From an optimization exercise on the open Yosys and OpenROAD flow, aimed at small area, a short achievable clock period and few clock cycles per item; shortcuts taken in it are not production practice.
Only simulation tests tie the RTL to the original design; equivalence was not proved.

==> design.v <==
module binary_divider (
    input wire clk,
    input wire reset,
    input wire start,
    input wire [15:0] dividend,   
    input wire [15:0] divisor,    
    output reg [15:0] quotient,   
    output reg done
);
    parameter INTEGER_BITS = 9;
    parameter FRACTION_BITS = 7;
    parameter TOTAL_BITS = INTEGER_BITS + FRACTION_BITS;
    localparam IDLE = 2'b00;
    localparam SETUP = 2'b01;
    localparam DIVIDE = 2'b10;
    localparam FINISH = 2'b11;
    reg [1:0] state;
    reg [5:0] count;   
    reg [31:0] divisor_extended;   
    reg [31:0] remainder;          
    always @(posedge clk or posedge reset) begin
        if (reset) begin
            state <= IDLE;
            done <= 0;
            quotient <= 0;
            count <= 0;
            remainder <= 0;
            divisor_extended <= 0;
        end else begin
            case (state)
                IDLE: begin
                    if (start) begin
                        state <= SETUP;
                        done <= 0;
                    end
                end
                SETUP: begin
                    remainder <= {16'b0, dividend};
                    divisor_extended <= {divisor, 16'b0};
                    count <= TOTAL_BITS * 2;  
                    quotient <= 0;
                    state <= DIVIDE;
                end
                DIVIDE: begin
                    if (count > 0) begin
                        if (remainder >= divisor_extended) begin
                            remainder <= remainder - divisor_extended;
                            quotient <= {quotient[14:0], 1'b1};
                        end else begin
                            quotient <= {quotient[14:0], 1'b0};
                        end
                        divisor_extended <= {1'b0, divisor_extended[31:1]};
                        count <= count - 1;
                    end else begin
                        state <= FINISH;
                    end
                end
                FINISH: begin
                    done <= 1;
                    state <= IDLE;
                end
            endcase
        end
    end
endmodule
module rk4_solver(
    input wire clk,               
    input wire reset,             
    input wire start,             
    input wire [15:0] v_in,       
    input wire [15:0] u_in,       
    input wire [15:0] I_in,       
    input wire [15:0] a_param,    
    input wire [15:0] b_param,    
    input wire [15:0] h_step,     
    output reg [15:0] v_out,      
    output reg [15:0] u_out,      
    output reg [15:0] k1v_out,
    output reg [15:0] k2v_out,
    output reg [15:0] k3v_out,
    output reg [15:0] k4v_out,
    output reg [15:0] k1u_out,
    output reg [15:0] k2u_out,
    output reg [15:0] k3u_out,
    output reg [15:0] k4u_out,
    output reg [15:0] vinc_out,
    output reg [15:0] uinc_out,
    output reg [15:0] ksumv_out,
    output reg [15:0] hdiv_out,
    output reg spike,             
    output reg done               
);
    function [15:0] multiply;
        input [15:0] a;
        input [15:0] b;
        reg [31:0] result;
        begin
            result = (a * b) >>> 7;  
            multiply = result[15:0];
        end
    endfunction
    function [15:0] add;
        input [15:0] a;
        input [15:0] b;
        begin
            add = a + b;
        end
    endfunction
    function [15:0] subtract;
        input [15:0] a;
        input [15:0] b;
        begin
            subtract = a - b;
        end
    endfunction
    function [15:0] f_v;
        input [15:0] v;
        input [15:0] u;
        input [15:0] I;
        reg [15:0] v_squared;
        reg [15:0] term1, term2, term3;
        begin
            v_squared = multiply(v, v);
            term1 = multiply(16'b0000000000000101, v_squared);    
            term2 = multiply(16'b0000001010000000, v);            
            term3 = add(16'b0100011000000000, I);                 
            f_v = add(add(term1, term2), subtract(term3, u));
        end
    endfunction
    function [15:0] f_u;
        input [15:0] v;
        input [15:0] u;
        input [15:0] a;
        input [15:0] b;
        reg [15:0] b_times_v;
        begin
            b_times_v = multiply(b, v);
            f_u = multiply(a, subtract(b_times_v, u));
        end
    endfunction
    parameter [15:0] THRESHOLD = 16'b0000111100000000;
    localparam IDLE = 4'b0000;
    localparam CALC_K1 = 4'b0001;
    localparam DIV_1 = 4'b0010;
    localparam CALC_TEMP1 = 4'b0011;
    localparam CALC_K2 = 4'b0100;
    localparam DIV_2 = 4'b0101;
    localparam CALC_TEMP2 = 4'b0110;
    localparam CALC_K3 = 4'b0111;
    localparam CALC_TEMP3 = 4'b1000;
    localparam CALC_K4 = 4'b1001;
    localparam DIV_3 = 4'b1010;
    localparam CALC_FINAL = 4'b1011;
    localparam DONE = 4'b1100;
    reg [3:0] state;
    reg [15:0] k1_v, k1_u, k2_v, k2_u, k3_v, k3_u, k4_v, k4_u;
    reg [15:0] v_temp1, u_temp1, v_temp2, u_temp2, v_temp3, u_temp3;
    reg [15:0] k2_v_doubled, k2_u_doubled, k3_v_doubled, k3_u_doubled;
    reg [15:0] k_sum_v, k_sum_u;
    reg [15:0] h_div_2, h_div_6;
    reg [15:0] v_inc, u_inc;
    reg [15:0] v_next, u_next;
	 reg [15:0] I_in1, I_in2;
    reg div_start;
    reg [15:0] div_dividend, div_divisor;
    wire [15:0] div_quotient;
    wire div_done;
    binary_divider divider (
        .clk(clk),
        .reset(reset),
        .start(div_start),
        .dividend(div_dividend),
        .divisor(div_divisor),
        .quotient(div_quotient),
        .done(div_done)
    );
    always @(posedge clk or posedge reset) begin
        if (reset) begin
            state <= IDLE;
            done <= 0;
            div_start <= 0;
            k1_v <= 0; k1_u <= 0;
            k2_v <= 0; k2_u <= 0;
            k3_v <= 0; k3_u <= 0;
            k4_v <= 0; k4_u <= 0;
            v_temp1 <= 0; u_temp1 <= 0;
            v_temp2 <= 0; u_temp2 <= 0;
            v_temp3 <= 0; u_temp3 <= 0;
            h_div_2 <= 0; h_div_6 <= 0;
            v_inc <= 0; u_inc <= 0;
            v_next <= 0; u_next <= 0;
            k_sum_v <= 0; k_sum_u <= 0;
				I_in1 <= 0; I_in2 <= 0;
            v_out <= 0; u_out <= 0;
            k1v_out <= 0; k2v_out <= 0; k3v_out <= 0; k4v_out <= 0;
            k1u_out <= 0; k2u_out <= 0; k3u_out <= 0; k4u_out <= 0;
            vinc_out <= 0; uinc_out <= 0;
            ksumv_out <= 0; hdiv_out <= 0;
            spike <= 0;
        end else begin
            case (state)
                IDLE: begin
                    if (start) begin
                        k1_v <= f_v(v_in, u_in, I_in);
                        k1_u <= f_u(v_in, u_in, a_param, b_param);
                        state <= CALC_K1;
                    end
                    done <= 0;
                end
                CALC_K1: begin
                    div_start <= 0;
                    h_div_2 <= (h_step >>> 1);
                    state <= DIV_1;
                end
                DIV_1: begin
                    v_temp1 <= add(v_in, multiply(h_div_2, k1_v));
                    u_temp1 <= add(u_in, multiply(h_div_2, k1_u));
						  I_in1 <= add(I_in, h_div_2);
						  I_in2 <= add(I_in, h_step);
                    state <= CALC_TEMP1;
                end
                CALC_TEMP1: begin
                    k2_v <= f_v(v_temp1, u_temp1, I_in1);
                    k2_u <= f_u(v_temp1, u_temp1, a_param, b_param);
                    state <= CALC_K2;
                end
                CALC_K2: begin
                    v_temp2 <= add(v_in, multiply(h_div_2, k2_v));
                    u_temp2 <= add(u_in, multiply(h_div_2, k2_u));
                    state <= DIV_2;
                end
                DIV_2: begin
                    k3_v <= f_v(v_temp2, u_temp2, I_in1);
                    k3_u <= f_u(v_temp2, u_temp2, a_param, b_param);
                    state <= CALC_TEMP2;
                end
                CALC_TEMP2: begin
                    v_temp3 <= add(v_in, multiply(h_step, k3_v));
                    u_temp3 <= add(u_in, multiply(h_step, k3_u));
                    state <= CALC_K3;
                end
                CALC_K3: begin
                    k4_v <= f_v(v_temp3, u_temp3, I_in2);
                    k4_u <= f_u(v_temp3, u_temp3, a_param, b_param);
                    state <= CALC_TEMP3;
                end
                CALC_TEMP3: begin
                    k2_v_doubled <= k2_v <<< 1;  
                    k2_u_doubled <= k2_u <<< 1;  
                    k3_v_doubled <= k3_v <<< 1;  
                    k3_u_doubled <= k3_u <<< 1;  
                    state <= CALC_K4;
                end
                CALC_K4: begin
                    k_sum_v <= add(k1_v, add(k4_v, add(k2_v_doubled, k3_v_doubled)));
                    k_sum_u <= add(k1_u, add(k4_u, add(k2_u_doubled, k3_u_doubled)));
                    div_dividend <= h_step;
                    div_divisor <= 16'd768;   
                    div_start <= 1;
                    state <= DIV_3;
                end
                DIV_3: begin
                    div_start <= 0;   
                    if (div_done) begin
                        h_div_6 <= div_quotient;
                        state <= CALC_FINAL;
                    end
                end
                CALC_FINAL: begin
                    v_inc <= multiply(h_div_6, k_sum_v);
                    u_inc <= multiply(h_div_6, k_sum_u);
                    v_next <= add(v_in, multiply(h_div_6, k_sum_v));
                    u_next <= add(u_in, multiply(h_div_6, k_sum_u));
                    state <= DONE;
                end
                DONE: begin
                    v_out <= v_next;
                    u_out <= u_next;
                    k1v_out <= k1_v;
                    k2v_out <= k2_v;
                    k3v_out <= k3_v;
                    k4v_out <= k4_v;
                    k1u_out <= k1_u;
                    k2u_out <= k2_u;
                    k3u_out <= k3_u;
                    k4u_out <= k4_u;
                    vinc_out <= v_inc;
                    uinc_out <= u_inc;
                    ksumv_out <= k_sum_v;
                    hdiv_out <= h_div_6;
                    spike <= (v_next >= THRESHOLD) ? 1'b1 : 1'b0;
                    done <= 1;
                    state <= IDLE;
                end
            endcase
        end
    end
endmodule
module izhikevich_model(
    input wire clk,               
    input wire rst,               
    input wire [15:0] I_in,       
    output wire [15:0] v_out,     
    output wire [15:0] u_out,     
    output wire [15:0] k1v_out,
    output wire [15:0] k2v_out,
    output wire [15:0] k3v_out,
    output wire [15:0] k4v_out,
    output wire [15:0] k1u_out,
    output wire [15:0] k2u_out,
    output wire [15:0] k3u_out,
    output wire [15:0] k4u_out,
    output wire [15:0] vinc_out,
    output wire [15:0] uinc_out,
    output wire [15:0] ksumv_out,
    output wire [15:0] hdiv_out,
    output wire spike_out,        
    output reg  valid             
);
    parameter [15:0] a_param = 16'b0000000000000011;     
    parameter [15:0] b_param = 16'b0000000000011010;     
    parameter signed [15:0] c_param = 16'b1101111110000000;     
    parameter [15:0] d_param = 16'b0000001100000000;     
    parameter [15:0] h_step = 16'b0000000000000010;      
    reg signed[15:0] v, u;
    wire signed [15:0] v_next, u_next;
    wire spike;
    wire solver_done;
    reg solver_start;
    localparam WAITING = 2'b00;
    localparam SOLVING = 2'b01;
    localparam UPDATE = 2'b10;
    reg [1:0] state;
    rk4_solver rk4_inst (
        .clk(clk),
        .reset(rst),
        .start(solver_start),
        .v_in(v),
        .u_in(u),
        .I_in(I_in),
        .a_param(a_param),
        .b_param(b_param),
        .h_step(h_step),
        .v_out(v_next),
        .u_out(u_next),
        .k1v_out(k1v_out),
        .k2v_out(k2v_out),
        .k3v_out(k3v_out),
        .k4v_out(k4v_out),
        .k1u_out(k1u_out),
        .k2u_out(k2u_out),
        .k3u_out(k3u_out),
        .k4u_out(k4u_out),
        .vinc_out(vinc_out),
        .uinc_out(uinc_out),
        .ksumv_out(ksumv_out),
        .hdiv_out(hdiv_out),
        .spike(spike),
        .done(solver_done)
    );
    always @(posedge clk or posedge rst) begin
        if (rst) begin
            v <= 16'b1101111110000000;     
            u <= 16'b0000000000000000;     
            solver_start <= 0;
            state <= WAITING;
            valid <= 0;
        end else begin
            valid <= 0;
            case (state)
                WAITING: begin
                    solver_start <= 1;
                    state <= SOLVING;
                end
                SOLVING: begin
                    solver_start <= 0;
                    if (solver_done) begin
                        state <= UPDATE;
                    end
                end
                UPDATE: begin
                    if (spike) begin
                        v <= c_param;
                        u <= u_next + d_param;
                    end else begin
                        v <= v_next;
                        u <= u_next;
                    end
                    valid <= 1;
                    state <= WAITING;
                end
            endcase
        end
    end
    assign v_out = v;
    assign u_out = u;
    assign spike_out = spike;
endmodule
==> run.sh <==
#!/bin/bash
# synth_recipe.tcl (not shown) runs the flow's synth.tcl, then flattens the netlist and writes it again
# the make line also repeats each setting of config.mk as NAME=value (left out here)
make -C /OpenROAD-flow-scripts/flow DESIGN_CONFIG=/design/flow/config.mk WORK_HOME=/design/flow/orfs CLKGATE_MAP_FILE= SYNTH_SCRIPT=/design/flow/synth_recipe.tcl finish
==> config.mk <==
export PLATFORM = sky130hd
export DESIGN_NAME = izhikevich_model
export DESIGN_NICKNAME = izhikevich_model
export VERILOG_FILES = /design/flow/design.v
export SDC_FILE = /design/flow/constraint.sdc
export NUM_CORES = 4
export LEC_CHECK = 0
export CAP_MARGIN = 20
export CORE_MARGIN = 2
export CORE_UTILIZATION = 40
export SLEW_MARGIN = 20
==> constraint.sdc <==
create_clock -name core_clock -period 13.0 [get_ports {clk}]
set_input_delay 2.6000 -clock core_clock [delete_from_list [all_inputs] [get_ports {clk}]]
set_output_delay 2.6000 -clock core_clock [all_outputs]
set_load 0.01 [all_outputs]
==> impl_metrics.env <==
export IMPL_outcome="no timing/DRC/antenna violations"
export IMPL_synth_compound_area_share_pct=8.41
export IMPL_min_period_over_period_pct=93.2
export IMPL_grt_usage_pct=23.6
export IMPL_synth_cell_types=102
export IMPL_dpl_cell_area_mm2=0.0931
export IMPL_multi_input_area_mm2=0.0610
export IMPL_route_met3_wl_um=15100
export IMPL_final_cells=12300
export IMPL_synthTopCellsByArea="fa_1, dfrtp_1, ha_1"
export IMPL_hp_start="rk4_inst.u_inc[15]$_DFFE_PP0P_"
export IMPL_register_area_mm2=0.0185
export IMPL_syn_area_per_cell_um2=9.49
export IMPL_ys_ff_latch=729
export IMPL_cts_max_level=3
export IMPL_crit_type="flop to flop"
export IMPL_slew_violations=0
export IMPL_relSlewSlack_pct=28.0
export IMPL_clock_latency_ps=720
export IMPL_dp_cells=12100
export IMPL_r2r_start="rk4_inst.v_temp3[7]$_DFFE_PP0P_"
export IMPL_gr_total_overflow=0
export IMPL_rsz0062_at_grt="false"
export IMPL_startpoint="rk4_inst.v_temp3[7]$_DFFE_PP0P_"
export IMPL_async_reset_ff_share_pct=92.9
export IMPL_path_depth=45
export IMPL_cts_made_buffers=83
export IMPL_syn2layout_area_growth_pct=10.0
export IMPL_hpwl_um=209000
export IMPL_vias=63900
export IMPL_gp_congestion=0.916
export IMPL_synth_edf_count=52
export IMPL_cts_clk_slew_worst_paths_ps=60
export IMPL_yosysMostFrequentCell="inv_1"
export IMPL_critPathArrivalTime_ps=12650
export IMPL_muxShareOfSynthArea_pct=3.53
export IMPL_finalSetupTns_ps=0
export IMPL_top_layer_used="met5"
export IMPL_path_common_cell="fa_1"
export IMPL_whs_ps=480
export IMPL_layout_commonest_cell="inv_1"
export IMPL_largest_class="multi-input combinational cells"
export IMPL_critical_path_buf_inv_count=7
export IMPL_buffers=339
export IMPL_antenna_cells=8
export IMPL_drive_gt1_share_pct=6.66
export IMPL_ys_warn_count=3
export IMPL_synth_cells=9219
export IMPL_synth_ff_type="dfrtp_1"
export IMPL_start_util_pct=40.3
export IMPL_post_cts_setup_buffer_count=0
export IMPL_fin_crit_ps=12120
export IMPL_critPathLaunchType="flop"
export IMPL_reg2reg_to="rk4_inst.k4_v[14]$_DFFE_PP0P_"
export IMPL_synth_top_family_by_area="adder cells"
export IMPL_wl_met2_um=122000
export IMPL_reg_top3="rk4_inst.divider.remainder: 32 flops, rk4_inst.divider.divisor_extended: 26 flops"
export IMPL_cts_resized_gates=0
export IMPL_io_pins=244
export IMPL_path_delay_family="adder cells"
export IMPL_yosysTopAreaCell="fa_1"
export IMPL_grt_pass1_wl_um=402000
export IMPL_min_path_type="flop to flop"
export IMPL_synth_xor_area_share_pct=5.82
export IMPL_final_hold_violation_count=0
export IMPL_dp_slack_ps=830
export IMPL_yosysSeqAreaShare_pct=21.2
export IMPL_met1_usage_pct=31.5
export IMPL_antenna_found_initial=24
export IMPL_grt_pass1_vias=66800
export IMPL_wl_per_cell_um=21.1
export IMPL_max_freq_mhz=82.5
export IMPL_synthTopCellsByCount="inv_1, fa_1, ha_1"
export IMPL_wl_um=259000
export IMPL_layout_nets=11600
export IMPL_slowest_delay_ps=910
export IMPL_synth_simple_area_share_pct=11.1
export IMPL_multi_input_area_share_pct=63.4
export IMPL_r2r_setup_slack_ps=880
export IMPL_clock_buffers=112
export IMPL_layout_setup_ws_ps=878
export IMPL_first_iter_violations=4578
export IMPL_worst_pin_slew_ps=1070
Testbench counts, summed over its fixed seeds: cycles 33,408, items 1,280.
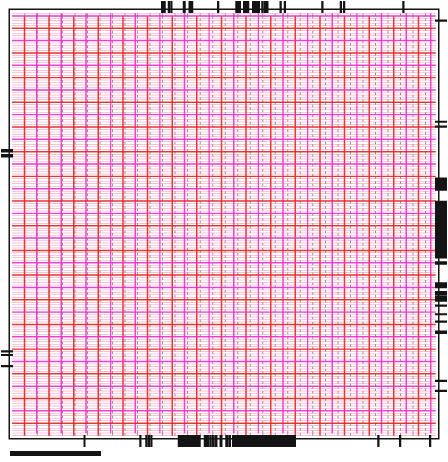
**Above:** PDN straps and rails.
The bar under the picture is 100 um long. Pins as bars on the die edge. Tap cells in grey.
[red] VSS
[magenta] VDD
met1 rails: 172
rows: 171
tap cells: 2854
met5 straps: 34
signal pins: 244
core area: 0.217 mm^2
die boundary width: 472 um

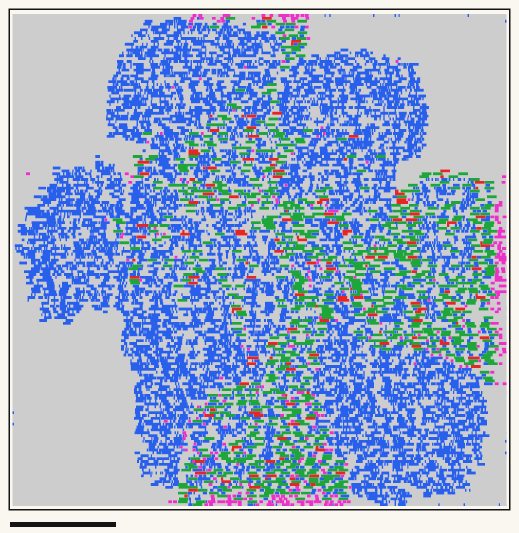
**Above:** placement by cell class.
The bar under the picture is 100 um long. Fill, decap, tap and diode cells in grey.
[green] flip-flops | cells: 729 | share of their area: 20%
[magenta] other buffers and delay cells | cells: 339 | share of their area: 3.4%
[blue] all other logic | cells: 8214 | share of their area: 73%
[red] clock drivers and dummy loads | cells: 154 | share of their area: 3.3%
# rows: 171
Core Util, Final: 44.3%
Seq/total area: 19.2%
Design Area, Final: 0.0963 mm^2

## separate check: timing with driven ports
No port has a modelled driver above. Below, the same layout with a new extraction and two added sets of constraints.
Step 1 sets driving cells, clkbuf_16 on the clock port and buf_2 on the other inputs (assumed; they add their load-dependent delay and slew).
Step 2, shift: input delay + t, output delay - t, t = (earliest + latest rising clock arrival at the registers) / 2. This alone moves slack from input paths to output paths.
Three values: ideal, step 1, step 2; two values: the first two.
t, ns: 0.780
setup slack, ns: 0.878 / 0.878 / 0.878
clock arrival spread, ns: 0.060 / 0.060
After both steps setup and hold are still met in this run. For this run, drivers alone change the setup slack by 0.000 ns; drivers and shift together by 0.000 ns.
